What follows belongs to an exercise in optimizing a design on an open flow for small area, a short achievable clock period and few clock cycles; a production flow would make more cautious choices. Where RTL was checked, it was by simulation tests only, not by an equivalence proof against the original. Some runs may be left out. An edit can pass the tests and still lose a function that they never use. Only the layout flow was run in run 2; the RTL was not checked for function there.

### Floorplan with the power grid, run 1

Scale: 2 px per um. Pins as bars on the die edge.
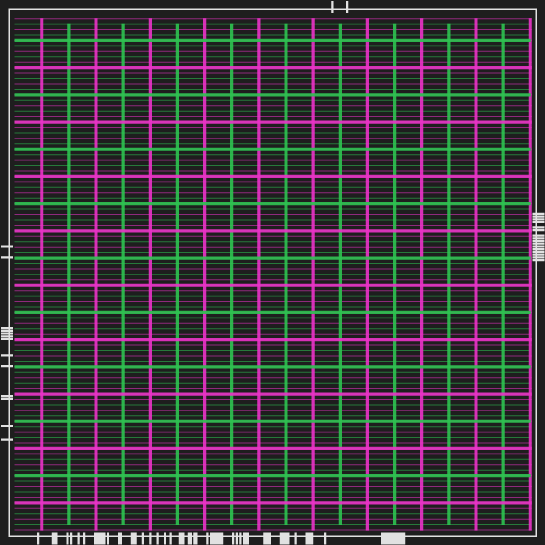
### Routed metal, one colour a layer, run 1

Scale: 2 px per um.
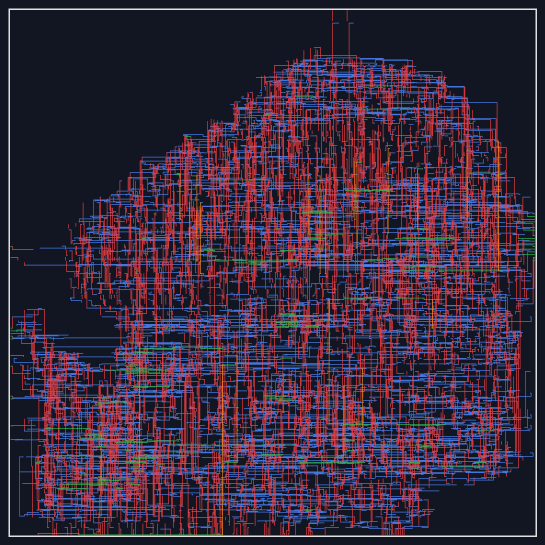
### Cell placement, run 1

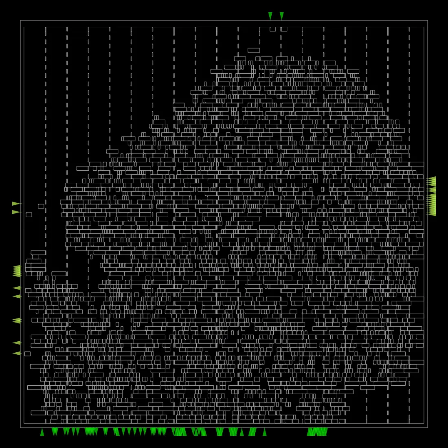
$ cat flow/design.v
`timescale 1ns/10ps
module  CONV(
            input		  clk,
            input		  reset,
            output		  busy,
            input		  ready,
            output [11:0] iaddr,
            input  [19:0] idata,
            output	 	  cwr,
            output [11:0] caddr_wr,
            output [19:0] cdata_wr,
            output	 	  crd,
            output [11:0] caddr_rd,
            input  [19:0] cdata_rd,
            output [ 2:0] csel
        );
localparam TRUE = 1'b1;
localparam FALSE = 1'b0;
localparam IMG_NO_PADDING_BIT = 6;
localparam IMG_PADDING_BIT = IMG_NO_PADDING_BIT + 1;
reg [IMG_NO_PADDING_BIT-1:0] img_x, img_y;   
reg signed [IMG_PADDING_BIT-1:0] img_padding_x, img_padding_y;  
reg  [11:0] img_addr;
wire [19:0] img_data = idata;
assign iaddr = img_addr;
reg busy_o;
assign busy = busy_o;
reg mem_valid_w;
reg [11:0] mem_addr_w;
reg [19:0] mem_data_w;
assign cwr = mem_valid_w;
assign caddr_wr = mem_addr_w;
assign cdata_wr = mem_data_w;
reg mem_valid_r;
reg [11:0] mem_addr_r;
wire [19:0] mem_data_r;
assign crd = mem_valid_r;
assign caddr_rd = mem_addr_r;
assign mem_data_r = cdata_rd;
reg [ 2:0] mem_sel;
assign csel = mem_sel;
localparam TIMER_MAX = 9;    
localparam TIMER_BIT = $clog2(TIMER_MAX);
reg [TIMER_BIT-1 : 0] timer;
localparam MEM_NONE = 3'b000,    
           MEM_LAYER0 = 3'b001,  
           MEM_LAYER1 = 3'b011;  
reg [39:0] add_a, add_b, add_o;
reg [19:0] mul_a, mul_b;
reg [39:0] mul_o;
wire [19:0] kernel[0:8];
assign kernel[0] = 20'h0A89E;
assign kernel[1] = 20'h092D5;
assign kernel[2] = 20'h06D43;
assign kernel[3] = 20'h01004;
assign kernel[4] = 20'hF8F71;
assign kernel[5] = 20'hF6E54;
assign kernel[6] = 20'hFA6D7;
assign kernel[7] = 20'hFC834;
assign kernel[8] = 20'hFAC19;
wire [19:0] bias = 20'h01310;
reg first_state_flg;
wire next_conv_pixel_flg = (timer==10);
wire next_maxp_pixel_flg = (timer==4);
reg next_conv_pixel_flg_buf;
wire edge_flg = (img_padding_x[6] || img_padding_y[6]);
reg edge_flg_buf;
localparam FSM_STATE_NUM = 4,
           FSM_STATE_BIT = $clog2(FSM_STATE_NUM);
localparam FSM_IDLE     = {{FSM_STATE_BIT-2{1'b0}}, 2'd0},
           FSM_CONV     = {{FSM_STATE_BIT-2{1'b0}}, 2'd1},
           FSM_MAXP     = {{FSM_STATE_BIT-2{1'b0}}, 2'd2};
reg [FSM_STATE_BIT-1 : 0] cur_state, nxt_state;
wire fsm_start_flg = (ready);
wire fsm_conv_finish_flg = (mem_addr_w=={6'd63, 6'd63} && mem_valid_w);
wire fsm_maxp_finish_flg = (mem_addr_w=={12'd1023} && mem_valid_w);
always @(*) begin
    case(cur_state)
        FSM_IDLE     : begin
            if(fsm_start_flg) begin
                first_state_flg = TRUE;
            end
            else begin
                first_state_flg = FALSE;
            end
        end
        FSM_CONV     : begin
            if(fsm_conv_finish_flg) begin
                first_state_flg = TRUE;
            end
            else begin
                first_state_flg = FALSE;
            end
        end
        FSM_MAXP     : begin
            if(fsm_maxp_finish_flg) begin
                first_state_flg = TRUE;
            end
            else begin
                first_state_flg = FALSE;
            end
        end
        default      : begin
            first_state_flg = FALSE;
        end
    endcase
end
always @(posedge clk or posedge reset) begin
    if(reset) begin
        cur_state <= FSM_IDLE;
    end
    else begin
        cur_state <= nxt_state;
    end
end
always @(*) begin
    case(cur_state)
        FSM_IDLE     : begin
            if(fsm_start_flg) begin
                nxt_state = FSM_CONV;
            end
            else begin
                nxt_state = FSM_IDLE;
            end
        end
        FSM_CONV     : begin
            if(fsm_conv_finish_flg) begin
                nxt_state = FSM_MAXP;
            end
            else begin
                nxt_state = FSM_CONV;
            end
        end
        FSM_MAXP     : begin
            if(fsm_maxp_finish_flg) begin
                nxt_state = FSM_IDLE;
            end
            else begin
                nxt_state = FSM_MAXP;
            end
        end
        default      : begin
            nxt_state = FSM_IDLE;
        end
    endcase
end
always @(posedge clk or posedge reset) begin
    if(reset) begin
        busy_o <= FALSE;
    end
    else begin
        case(cur_state)
            FSM_IDLE     : begin
                if(fsm_start_flg) begin
                    busy_o <= TRUE;
                end
            end
            FSM_MAXP     : begin
                if(fsm_maxp_finish_flg) begin
                    busy_o <= FALSE;
                end
            end
            default      : begin
                busy_o <= busy_o;
            end
        endcase
    end
end
always @(posedge clk or posedge reset) begin
    if(reset) begin
        edge_flg_buf <= FALSE;
    end
    else begin
        edge_flg_buf <= edge_flg;
    end
end
always @(*) begin
    case(cur_state)
        FSM_CONV     : begin
            if(fsm_conv_finish_flg) begin
                img_x = 0;
                img_y = 0;
            end
            else begin
                if(next_conv_pixel_flg_buf) begin
                    if(mem_addr_w[5:0]==6'd63) begin
                        img_x = 0;
                        img_y = mem_addr_w[11:6] + 6'd1;
                    end
                    else begin
                        img_x = mem_addr_w[5:0]  + 6'd1;
                        img_y = mem_addr_w[11:6];
                    end
                end
                else begin
                    img_x = mem_addr_w[5:0];
                    img_y = mem_addr_w[11:6];
                end
            end
        end
        FSM_MAXP     : begin
            img_x = img_addr[5:0];
            img_y = img_addr[11:6];
        end
        default      : begin
            img_x = 0;
            img_y = 0;
        end
    endcase
    case(cur_state)
        FSM_MAXP: begin
            img_padding_x = $signed({1'b0,img_x});
            img_padding_y = $signed({1'b0,img_y});
        end
        default: begin
            case(timer)
                0: begin
                    if(first_state_flg) begin
                        img_padding_x = $signed({1'b0,img_x}) - $signed(7'd1);
                        img_padding_y = $signed({1'b0,img_y}) - $signed(7'd1);
                    end
                    else begin
                        img_padding_x = $signed({1'b0,img_x});
                        img_padding_y = $signed({1'b0,img_y}) - $signed(7'd1);
                    end
                end
                1: begin
                    img_padding_x = $signed({1'b0,img_x}) + $signed(7'd1);
                    img_padding_y = $signed({1'b0,img_y}) - $signed(7'd1);
                end
                2: begin
                    img_padding_x = $signed({1'b0,img_x}) - $signed(7'd1);
                    img_padding_y = $signed({1'b0,img_y});
                end
                3: begin
                    img_padding_x = $signed({1'b0,img_x});
                    img_padding_y = $signed({1'b0,img_y});
                end
                4: begin
                    img_padding_x = $signed({1'b0,img_x}) + $signed(7'd1);
                    img_padding_y = $signed({1'b0,img_y});
                end
                5: begin
                    img_padding_x = $signed({1'b0,img_x}) - $signed(7'd1);
                    img_padding_y = $signed({1'b0,img_y}) + $signed(7'd1);
                end
                6: begin
                    img_padding_x = $signed({1'b0,img_x});
                    img_padding_y = $signed({1'b0,img_y}) + $signed(7'd1);
                end
                7: begin
                    img_padding_x = $signed({1'b0,img_x}) + $signed(7'd1);
                    img_padding_y = $signed({1'b0,img_y}) + $signed(7'd1);
                end
                default : begin
                    img_padding_x = $signed({1'b0,img_x}) - $signed(7'd1);
                    img_padding_y = $signed({1'b0,img_y}) - $signed(7'd1);
                end
            endcase
        end
    endcase
end
always @(posedge clk or posedge reset) begin
    if(reset) begin
        img_addr <= 12'd0;
    end
    else begin
        case(cur_state)
            FSM_IDLE     : begin
                img_addr <= {img_padding_y[5:0], img_padding_x[5:0]};
            end
            FSM_CONV : begin
                if(fsm_conv_finish_flg)
                    img_addr <= 12'd0;
                else
                    img_addr <= {img_padding_y[5:0], img_padding_x[5:0]};
            end
            FSM_MAXP : begin
                if(timer[0]==1'b1) begin
                    if(img_x==6'd63) begin
                        img_addr[11:6] <= img_y + 6'd2;
                    end
                    else begin
                        img_addr[11:6] <= img_y;
                    end
                    img_addr[5:0] <= img_x + 6'd1;
                end
            end
            default      : begin
                img_addr <= 12'd0;
            end
        endcase
    end
end
always @(posedge clk or posedge reset) begin
    if(reset) begin
        mem_valid_w <= FALSE;
        mem_addr_w <= 12'd0;
        mem_data_w <= 20'd0;
    end
    else begin
        case(cur_state)
            FSM_CONV     : begin
                if(fsm_conv_finish_flg) begin
                    mem_valid_w <= FALSE;
                    mem_addr_w <= 12'hfff;
                    mem_data_w <= 20'd0;
                end
                else begin
                    if(next_conv_pixel_flg) begin
                        mem_valid_w <= TRUE;
                        mem_addr_w <= mem_addr_w;
                    end
                    else begin
                        mem_valid_w <= FALSE;
                        mem_addr_w <= {img_y, img_x};
                    end
                    if(add_o[39]==1'b0) begin    
                        mem_data_w <= add_o[40-4-1 -: 20] + add_o[15];
                    end
                    else begin
                        mem_data_w <= 20'd0;
                    end
                end
            end
            FSM_MAXP     : begin
                if(next_maxp_pixel_flg)
                    mem_valid_w <= TRUE;
                else
                    mem_valid_w <= FALSE;
                if(next_maxp_pixel_flg)
                    mem_addr_w <= mem_addr_w + 12'd1;
                case(timer)
                    1: begin
                        mem_data_w <= mem_data_r;
                    end
                    2,3,4: begin
                        if(mem_data_w < mem_data_r)
                            mem_data_w <= mem_data_r;
                    end
                    default:
                        mem_data_w <= mem_data_w;
                endcase
            end
            default      : begin
                mem_valid_w <= FALSE;
                mem_addr_w <= 12'd0;
                mem_data_w <= 20'd0;
            end
        endcase
    end
end
always @(posedge clk or posedge reset) begin
    if(reset) begin
        mem_valid_r <= FALSE;
        mem_addr_r <= 12'd0;
    end
    else begin
        case(cur_state)
            FSM_CONV     : begin
                if(fsm_conv_finish_flg)
                    mem_valid_r <= TRUE;
                else
                    mem_valid_r <= FALSE;
                mem_addr_r <= 12'd0;
            end
            FSM_MAXP     : begin
                if(next_maxp_pixel_flg)
                    mem_valid_r <= FALSE;
                else
                    mem_valid_r <= TRUE;
                case(timer)
                    0, 2: begin
                        mem_addr_r <= {img_padding_y[5:0], img_padding_x[5:0]};
                    end
                    1, 3: begin
                        mem_addr_r <= {img_padding_y[5:0]+$signed(7'd1), img_padding_x[5:0]};
                    end
                    default : begin
                        mem_addr_r <= {img_padding_y[5:0], img_padding_x[5:0]};
                    end
                endcase
            end
            default      : begin
                mem_valid_r <= FALSE;
                mem_addr_r <= 12'd0;
            end
        endcase
    end
end
always @(posedge clk or posedge reset) begin
    if(reset) begin
        mem_sel <= MEM_NONE;
    end
    else begin
        case(cur_state)
            FSM_CONV     : begin
                mem_sel <= MEM_LAYER0;
            end
            FSM_MAXP     : begin
                if(next_maxp_pixel_flg) begin
                    mem_sel <= MEM_LAYER1;
                end
                else begin
                    mem_sel <= MEM_LAYER0;
                end
            end
            default      : begin
                mem_sel <= MEM_NONE;
            end
        endcase
    end
end
always @(posedge clk or posedge reset) begin
    if(reset) begin
        timer <= {{TIMER_BIT-1{1'b0}},1'b0};
    end
    else begin
        case(cur_state)
            FSM_CONV     : begin
                if(first_state_flg) begin
                    timer <= {{TIMER_BIT-1{1'b0}},1'b0};
                end
                else if(fsm_conv_finish_flg) begin
                    timer <= {{TIMER_BIT-1{1'b0}},1'd0};
                end
                else begin
                    if(next_conv_pixel_flg_buf)
                        timer <= {{TIMER_BIT-1{1'b0}},1'b0};
                    else
                        timer <= timer + {{TIMER_BIT-1{1'b0}},1'b1};
                end
            end
            FSM_MAXP     : begin
                if(first_state_flg) begin
                    timer <= {{TIMER_BIT-3{1'b0}},3'd0};
                end
                else begin
                    if(next_maxp_pixel_flg)
                        timer <= {{TIMER_BIT-1{1'b0}},1'b0};
                    else
                        timer <= timer + {{TIMER_BIT-1{1'b0}},1'b1};
                end
            end
            default      : begin
                timer <= {{TIMER_BIT-1{1'b0}},1'b0};
            end
        endcase
    end
end
always @(*) begin
    add_o = $signed(add_a) + $signed(add_b);
end
always @(posedge clk or posedge reset) begin
    if(reset) begin
        add_a <= 40'd0;
        add_b <= 40'd0;
    end
    else begin
        case(cur_state)
            FSM_IDLE     : begin
                if(fsm_start_flg) begin
                    add_a <= {4'd0,bias, 16'd0};
                    add_b <= 40'd0;
                end
                else begin
                    add_a <= 40'd0;
                    add_b <= 40'd0;
                end
            end
            FSM_CONV     : begin
                if(next_conv_pixel_flg) begin
                    add_a <= {4'd0,bias, 16'd0};
                    add_b <= 40'd0;
                end
                else begin
                    add_a <= add_o;
                    add_b <= mul_o;
                end
            end
            default      : begin
                add_a <= 40'd0;
                add_b <= 40'd0;
            end
        endcase
    end
end
always @(*) begin
    mul_o = $signed(mul_a) * $signed(mul_b);
end
always @(posedge clk or posedge reset) begin
    if(reset) begin
        mul_a <= 20'd0;
        mul_b <= 20'd0;
    end
    else begin
        case(cur_state)
            FSM_CONV     : begin
                if(edge_flg_buf)
                    mul_a <= 20'd0;
                else
                    mul_a <= img_data;
                if(timer<9)
                    mul_b <= kernel[timer];
                else
                    mul_b <= 20'd0;
            end
            default      : begin
                mul_a <= 20'd0;
                mul_b <= 20'd0;
            end
        endcase
    end
end
always @(posedge clk or posedge reset) begin
    if(reset) begin
        next_conv_pixel_flg_buf <= FALSE;
    end
    else begin
        next_conv_pixel_flg_buf <= next_conv_pixel_flg;
    end
end
endmodule
$ cat flow/run.sh
#!/bin/bash
# synth_recipe.tcl (not shown) runs the flow's synth.tcl, then flattens the netlist and writes it again
# the make line also repeats each setting of config.mk as NAME=value (left out here)
make -C /OpenROAD-flow-scripts/flow DESIGN_CONFIG=/design/flow/config.mk WORK_HOME=/design/flow/orfs CLKGATE_MAP_FILE= SYNTH_SCRIPT=/design/flow/synth_recipe.tcl finish
$ cat flow/config.mk
export PLATFORM = sky130hd
export DESIGN_NAME = CONV
export DESIGN_NICKNAME = CONV
export VERILOG_FILES = /design/flow/design.v
export SDC_FILE = /design/flow/constraint.sdc
export NUM_CORES = 4
export LEC_CHECK = 0
export CAP_MARGIN = 20
export CORE_MARGIN = 2
export CORE_UTILIZATION = 40
export SLEW_MARGIN = 20
$ cat flow/constraint.sdc
create_clock -name core_clock -period 10.0 [get_ports {clk}]
set_input_delay 2.0000 -clock core_clock [delete_from_list [all_inputs] [get_ports {clk}]]
set_output_delay 2.0000 -clock core_clock [all_outputs]
set_load 0.01 [all_outputs]
==> summary.md, run 1 <==
| Metric | Value |
|---|---|
| Outcome | `finished clean` |
| CP top delay family | `adder cells` |
| Fill cell count | `6466` |
| Htree depth | `4` |
| # rows | `94` |
| Wirelength, routed | `67000 um` |
| Avg Inst Size Synth | `8.93 um2` |
| IO Count | `105` |
| Vias | `20100` |
| Crit path buffers/inverters | `5` |
| Total GRT Usage | `20.0%` |
| Post-synth EDFFs | `0` |
| Commonest non-fill, non-tap cell in the layout | `inv_1` |
| Core Util, Final | `44.2%` |
| Largest area contributor in the synthesized netlist | `fa_1` |
| Min-delay src | `mem_data_w[4]$_DFFE_PP0P_` |
| Die Ht | `263 um` |
| Cells after Synth | `2998` |
| CP max stage cell | `dfrtp_1` |
| Share of layout cells above drive strength 1 | `2.92%` |
| Die ar. | `69000 um2` |
| Worst EP arrival | `7910 ps` |
| Crit-path cells | `nand2_1, fa_1, fa_1, inv_1, fa_1, inv_1, fa_1, inv_1, fa_1, fa_1, inv_1, fa_1, inv_1, ha_1, nand2_1, nand2_1, a21oi_1, nor2b_1, a311o_1, a21o_1, a311o_1, a21oi_1, xor2_1, nor2_1` |
| CP Max Fanout | `20` |
| # resized after CTS | `0` |
| HPWL Detailed | `53300 um` |
| Min Tclk post-route | `7590 ps` |
| IO Port Bufs | `103` |
| Setup TNS | `0 ps` |
| Clk latency of the worst-skew pair | `480 ps` |
| Pre-Repair DR Iteration Count | `5` |
| Worst path most repeated cell | `fa_1` |
| Crit path from | `mul_b[2]$_DFF_PP0_` |
| WP data required | `10320 ps` |
| Largest net degree at the start of global routing | `111` |
| Grt total ovfl | `0` |
| Leading register cell type out of synthesis | `dfrtp_1` |
| Synth Warn # | `1` |
| Placed cell area | `28500 um2` |
| Maximum clock frequency | `0.132 GHz` |
| Routed vias/inst | `5.19` |
| Starting density of the core | `40.6%` |
| Num CTS Buffers | `17` |
| Final setup viols | `0` |
| Number of max-cap violations | `0` |
| Final max-slew violation count | `0` |
| Rel. slew slack | `24.1%` |
| Post-synth cell types | `94` |
| Top post-synthesis cells by area | `fa_1 31%, dfrtp_1 17%, ha_1 8.7%, inv_1 7.7%, and2_1 5.3%` |
| Placed Cells | `3845` |
| 1st-iter DRT viols | `1202` |
| Crit. End Element | `register` |
| Final Instance Area | `29100 um2` |
| DRC errors left | `0` |
| Period utilization | `75.9%` |
| Final Hold Vio Count | `0` |
| Synthesis-stage register bit count | `186` |
| Worst hold slack | `530 ps` |
| Post-CTS Setup Inserts | `0` |
| Cts hold-fix bufs | `0` |
| Vias in the first global route | `20700` |
| P&R area growth vs syn | `8.84%` |
| Global-route wire length before repair | `111000 um` |
| Register area share after synthesis | `17.4%` |
| Per-cell routed wire length | `17.3 um` |
| Sink Count | `186` |
| Worst-Margin Slew | `1130 ps` |
| Crit path kind | `reg -> reg` |
| Reg clk slew, reported paths | `80 ps` |
| Clock Skew | `26.5 ps` |
| Max stage delay on crit path | `770 ps` |
| Startpoint type of the worst setup path | `register` |
| Antenna Nets Post-Route | `0` |
| CTS tree | `done` |
| Root buf cell | `clkbuf_16` |
| Mapped Area | `26800 um2` |
| RR Startpoint | `mul_b[2]$_DFF_PP0_` |
| Final WS setup | `2410 ps` |
| Area share of the largest cell type after synthesis | `31.0%` |
| Ys async rst share | `100%` |
| Nets | `3644` |
| Commonest non-fill, non-tap cells in the layout | `551 x inv_1, 414 x fa_1, 282 x nand2_1` |
| Unrepaired setup endpoints after global routing | `false` |
| Chip width | `263 um` |
| Clk buf depth | `2` |
| Antenna violations before repair | `0` |
| Core area | `66000 um2` |
| Setup slack after placement | `2400 ps` |
| Placer Congestion | `0.850` |
| Min-Delay Path Class | `reg -> reg` |
Testbench counts for the RTL of run 1, summed over its fixed seeds: cycles 976,968.
## Picture notes: 'Floorplan with the power grid'
Key: VSS = magenta; VDD = green
The core has 94 rows. 18 straps on met5.

## Picture notes: 'Routed metal, one colour a layer'
Key: metal 4 = orange [wire length 932 um]; metal 2 = red [wire length 33.0 mm]; metal 3 = green [wire length 2200 um]; metal 1 = blue [wire length 30.9 mm]

## Picture notes: 'Cell placement'
final cell count without fillers: 3878
Tap Cells: 864
Seq/total area: 16.0%

run 1: state kept, by name, indices dropped and copies added, names as in the netlist, 4 cells and up:
| signal | count |
|---|---|
| add_a | 40 |
| add_b | 40 |
| mem_data_w | 20 |
| mul_a | 20 |
| mul_b | 17 |
| img_addr | 12 |
| mem_addr_r | 12 |
| mem_addr_w | 12 |
| timer | 4 |
run 1: cell usage after synthesis (56+ instances only):
cell type / instances
o21ai_0: 79
a21oi_1: 125
xor2_1: 56
dfrtp_1: 186
clkbuf_1: 124
fa_1: 414
nand2_1: 283
ha_1: 187
and2_1: 225
xnor2_1: 64
inv_1: 552
nor2_1: 174
run 1: layer usage:
layer  GRT usage [%]  wire length [um]  up-vias  share of wire, %
met5               0                 0        -                 0
met4            3.81               932        0               1.4
met3            2.23              2200       55               3.3
met2            33.5             33000      382                49
met1            28.1             30900    10200                46
li1                -                 -     9516                 -
run 1: final timing paths:
path                                        endpoint  slack [ps]  cells after the start
max                              add_b[37]$_DFF_PP0_        2410                     24
min reg2reg                mem_data_w[4]$_DFFE_PP0P_         530                      2
min in group asynchronous    mem_addr_r[4]$_DFF_PP0_        2080                      2
min                        mem_data_w[4]$_DFFE_PP0P_         530                      2
max in group asynchronous         mul_b[5]$_DFF_PP0_        6680                      3
max reg2reg                      add_b[37]$_DFF_PP0_        2410                     24
run 1: cell type report:
type | instances | area [um2] | area share (%)
antenna | 1 | 2.50 | 0.00859
clock buffer | 17 | 425 | 1.46
clock inverter | 15 | 190 | 0.652
inverter | 553 | 2080 | 7.15
multi-input combinational | 2122 | 19500 | 67.1
sequential | 186 | 4650 | 16.0
tap | 864 | 1080 | 3.71
timing repair buffer | 120 | 1160 | 3.99
run 1: kinds of logic (layout without fill, tap and decap cells):
group / after synthesis / count (layout) / synth area share, %
compound gates: 478 / 478 / 11.6
simple gates: 904 / 904 / 16.9
fa+ha+maj: 601 / 601 / 39.7
buf+inv: 690 / 705 / 9.71
xor+xnor: 121 / 121 / 4.03
flops: 186 / 186 / 17.4
mux: 17 / 17 / 0.659
other cells: 1 / 2 / 0.0140
### Where the registers sit, run 1

Scale: 1.5 px per um.
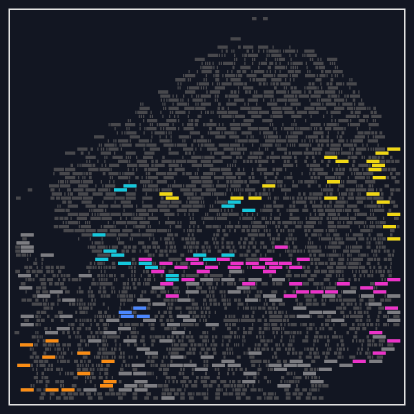

==> run 2: too many edits to list; what changed since run 1 <==
flow/design.v: 523 -> 2356 lines; modules unchanged: 0
  CONV: edited, 522 -> 2351 lines
  CONV_fa: new, 4 lines
==> module CONV_fa as of run 2 <==
module CONV_fa(input a, input b, input c, output s, output co);
assign s  = a ^ b ^ c;
assign co = (a & b) | (a & c) | (b & c);
endmodule
--- a/flow/config.mk
+++ b/flow/config.mk
@@ -10,2 +10,3 @@
 export CORE_UTILIZATION = 40
 export SLEW_MARGIN = 20
+export SYNTH_HIERARCHICAL = 1
### Where the registers sit, run 2

Scale: 1 px per um.
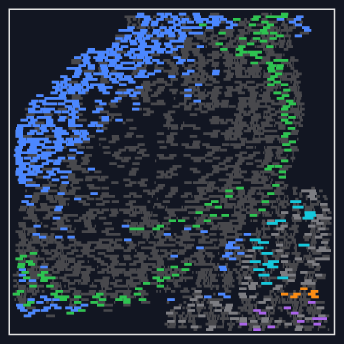
Key: pa_r = cyan [sequential cells 20, where lower right]; caddr_wr_r = purple [sequential cells 12, where lower right]; r1 = green [sequential cells 146, where all over the die]; wq = orange [sequential cells 7, where lower right]; sr = blue [sequential cells 456]
Another 102 sequential cells are not coloured.
Seq/total area: 32.4%
Register Area: 15100 um2

==> run 2 against run 1 <==
Net effect: still clean on timing, DRC and antenna; fmax up 56%; via count up 8.1%; critical path depth down 16; hold slack worse by 230 ps; sequential cell count up 557; utilization up 1.7 points; clock-buffer cell count up 91; worst setup slack better by 2700 ps; die area up 52%; first-iteration DRC count up 48%.
==> summary.md, run 2 <==
| Metric | Value |
|---|---|
| Placed Cells | `4236` |
| Root buf cell | `clkbuf_16` |
| Unrepaired setup endpoints after global routing | `false` |
| Post-synth EDFFs | `20` |
| Largest register FFs | `456` |
| Synthesis-stage register bit count | `743` |
| Routed vias/inst | `4.96` |
| Starting density of the core | `40.2%` |
| Worst EP arrival | `5390 ps` |
| Cell depth of the worst flop-to-flop path | `8` |
| IO Count | `105` |
| Placer Congestion | `0.983` |
| Startpoint type of the worst setup path | `register` |
| Crit path buffers/inverters | `1` |
| Outcome | `finished clean` |
| Antenna violations before repair | `5` |
| Ys async rst share | `0.538%` |
| Final Hold Vio Count | `0` |
| Htree depth | `3` |
| Global-route wire length before repair | `186000 um` |
| Max stage delay on crit path | `1030 ps` |
| Worst path most repeated cell | `fa_1` |
| Hold Crit Endpoint | `sr[393]$_DFF_P_` |
| Min Tclk post-route | `4850 ps` |
| Core area | `102000 um2` |
| Pre-Repair DR Iteration Count | `5` |
| Reg clk slew, reported paths | `60 ps` |
| Cts hold-fix bufs | `0` |
| Share of layout cells above drive strength 1 | `7.27%` |
| Crit path kind | `reg -> reg` |
| Antenna Nets Post-Route | `0` |
| Num CTS Buffers | `80` |
| Largest Register | `sr` |
| Mapped Area | `40900 um2` |
| Clock Skew | `38.0 ps` |
| RR Startpoint | `sr[255]$_DFF_P_` |
| Final Instance Area | `46600 um2` |
| Placed cell area | `43800 um2` |
| Worst hold path stage count | `0` |
| Worst-Margin Slew | `1140 ps` |
| 1st-iter DRT viols | `1783` |
| Period utilization | `48.5%` |
| Post-synth cell types | `73` |
| WP data required | `10530 ps` |
| # resized after CTS | `0` |
| Final cell count without fillers | `4384` |
| Largest net degree at the start of global routing | `46` |
| Top flop regs | `sr x456, r1 x146` |
| CP max stage cell | `dfxtp_1` |
| Final max-slew violation count | `0` |
| Rel. slew slack | `23.7%` |
| CP top delay family | `adder cells` |
| Leading register cell type out of synthesis | `dfxtp_1` |
| Nets | `4084` |
| Crit-path cells | `fa_1, fa_1, fa_1, fa_1, fa_1, inv_1, fa_1, fa_1` |
| Most frequent cells after synthesis | `986 x fa_1, 719 x dfxtp_1, 343 x inv_1` |
| DRC errors left | `0` |
| Min-delay src | `sr[373]$_DFF_P_` |
| Largest area contributor in the synthesized netlist | `fa_1` |
| Register area share after synthesis | `36.9%` |
| Clk buf depth | `3` |
| Synth Warn # | `7` |
| HPWL Detailed | `106000 um` |
| Avg Inst Size Synth | `14.9 um2` |
| Vias in the first global route | `24700` |
| Top-count cell post-synth | `fa_1` |
| Min-Delay Path Class | `reg -> reg` |
| Commonest non-fill, non-tap cell in the layout | `fa_1` |
| Crit. End Element | `register` |
| CTS tree | `done` |
| R2R Setup Slk | `5150 ps` |
| Die ar. | `105000 um2` |
| Maximum clock frequency | `0.206 GHz` |
| Sink Count | `743` |
| Setup slack after placement | `5150 ps` |
| Die Ht | `324 um` |
| # rows | `117` |
| Final setup viols | `0` |
| IO Port Bufs | `102` |
| Post-CTS Setup Inserts | `0` |
| CP Depth | `8` |
| Number of max-cap violations | `0` |
| Commonest non-fill, non-tap cells in the layout | `986 x fa_1, 718 x dfxtp_1, 343 x inv_1` |
| Final WS setup | `5150 ps` |
| CP Max Fanout | `9` |
| Cells after Synth | `2737` |
| Core Util, Final | `45.9%` |
| Worst hold slack | `300 ps` |
| Chip width | `324 um` |
| P&R area growth vs syn | `14.1%` |
| Clk latency of the worst-skew pair | `680 ps` |
| Area share of the largest cell type after synthesis | `48.3%` |
| Setup TNS | `0 ps` |
| Reg2reg end | `r1[83]$_DFF_P_` |
| Top post-synthesis cells by area | `fa_1 48%, dfxtp_1 35%, ha_1 3.2%, inv_1 3.2%, edfxtp_1 1.5%` |
| Grt total ovfl | `0` |
### Routed metal, one colour a layer, run 2

Scale: 1.5 px per um.
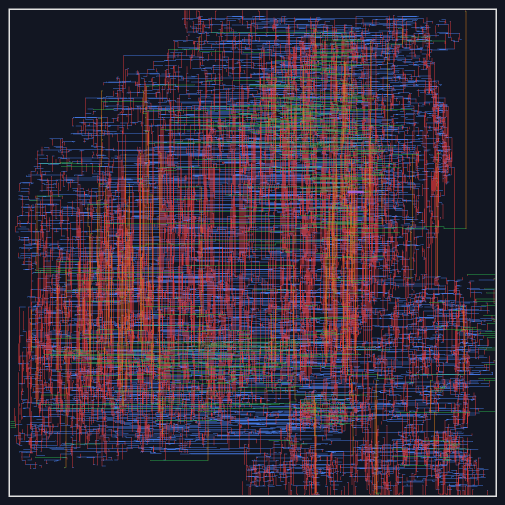
vias: 21800
Total GRT Usage: 26.1%
per-cell routed wire length: 30.1 um
wirelength, routed: 132000 um

==> run 2: metal layers <==
metal	vias up	wire length (um)	global-route usage (%)
met5	-	9	0
met4	2	5580	10.3
met3	226	9710	5.92
met2	860	61000	40.8
met1	11800	55700	35.4
li1	8836	-	-
==> run 2: worst max path at each step <==
stage,from,end
2_1_floorplan,sr[249]$_DFF_P_,r1[91]$_DFF_P_
3_3_place_gp,sr[255]$_DFF_P_,r1[83]$_DFF_P_
3_5_place_dp,sr[255]$_DFF_P_,r1[83]$_DFF_P_
4_1_cts,sr[255]$_DFF_P_,r1[83]$_DFF_P_
5_1_grt,sr[255]$_DFF_P_,r1[83]$_DFF_P_
6_report,sr[255]$_DFF_P_,r1[83]$_DFF_P_
==> run 2: logic make-up after synthesis <==
kind of cell	Yosys count	synth area share [%]
AO/OA/AOI/OAI	220	3.43
XOR/XNOR	46	0.986
adder cells (fa/ha/maj)	1091	51.5
buffers and inverters	389	3.81
flip-flops	743	36.9
multiplexers	25	0.622
other	2	0.0184
AND/OR/NAND/NOR	221	2.68
==> run 2: cell type report <==
cell class	instances	area, um2
Clock buffer	108	2230
Multi-Input combinational cell	1625	24300
Fill cell	8987	55000
Inverter	344	1290
Timing Repair Buffer	156	1430
Antenna cell	2	5.00
Sequential cell	743	15100
Tap cell	1368	1710
Clock inverter	38	544
==> run 2: per-module statistics from Yosys, one instance, submodules excluded <==
| module | times used | flip-flops and latches |
|---|---|---|
| CONV | 1 | 743 |
| CONV_fa | 985 | 0 |

## port drivers added, routing unchanged
No port has a modelled driver above. Below, the same layouts with a new extraction and two added sets of constraints.
Step 1 sets driving cells, clkbuf_16 on the clock port and buf_2 on the other inputs (assumed; they add their load-dependent delay and slew).
Step 2 moves the port delays by t, midway between the first and last clock arrival at a register: inputs arrive t later, outputs are due t later. That takes back most of the time a late clock gives input paths.
Three values: no drivers, after step 1, after step 2; two values: the first two.
run	shift t [ns]	setup slack, ns	hold slack, ns
run 1	0.522	2.412 / 2.412 / 2.412	0.530 / 0.530 / 0.530
run 2	0.726	5.149 / 5.149 / 5.149	0.300 / 0.300 / 0.300
After both steps every run listed still meets setup and hold.
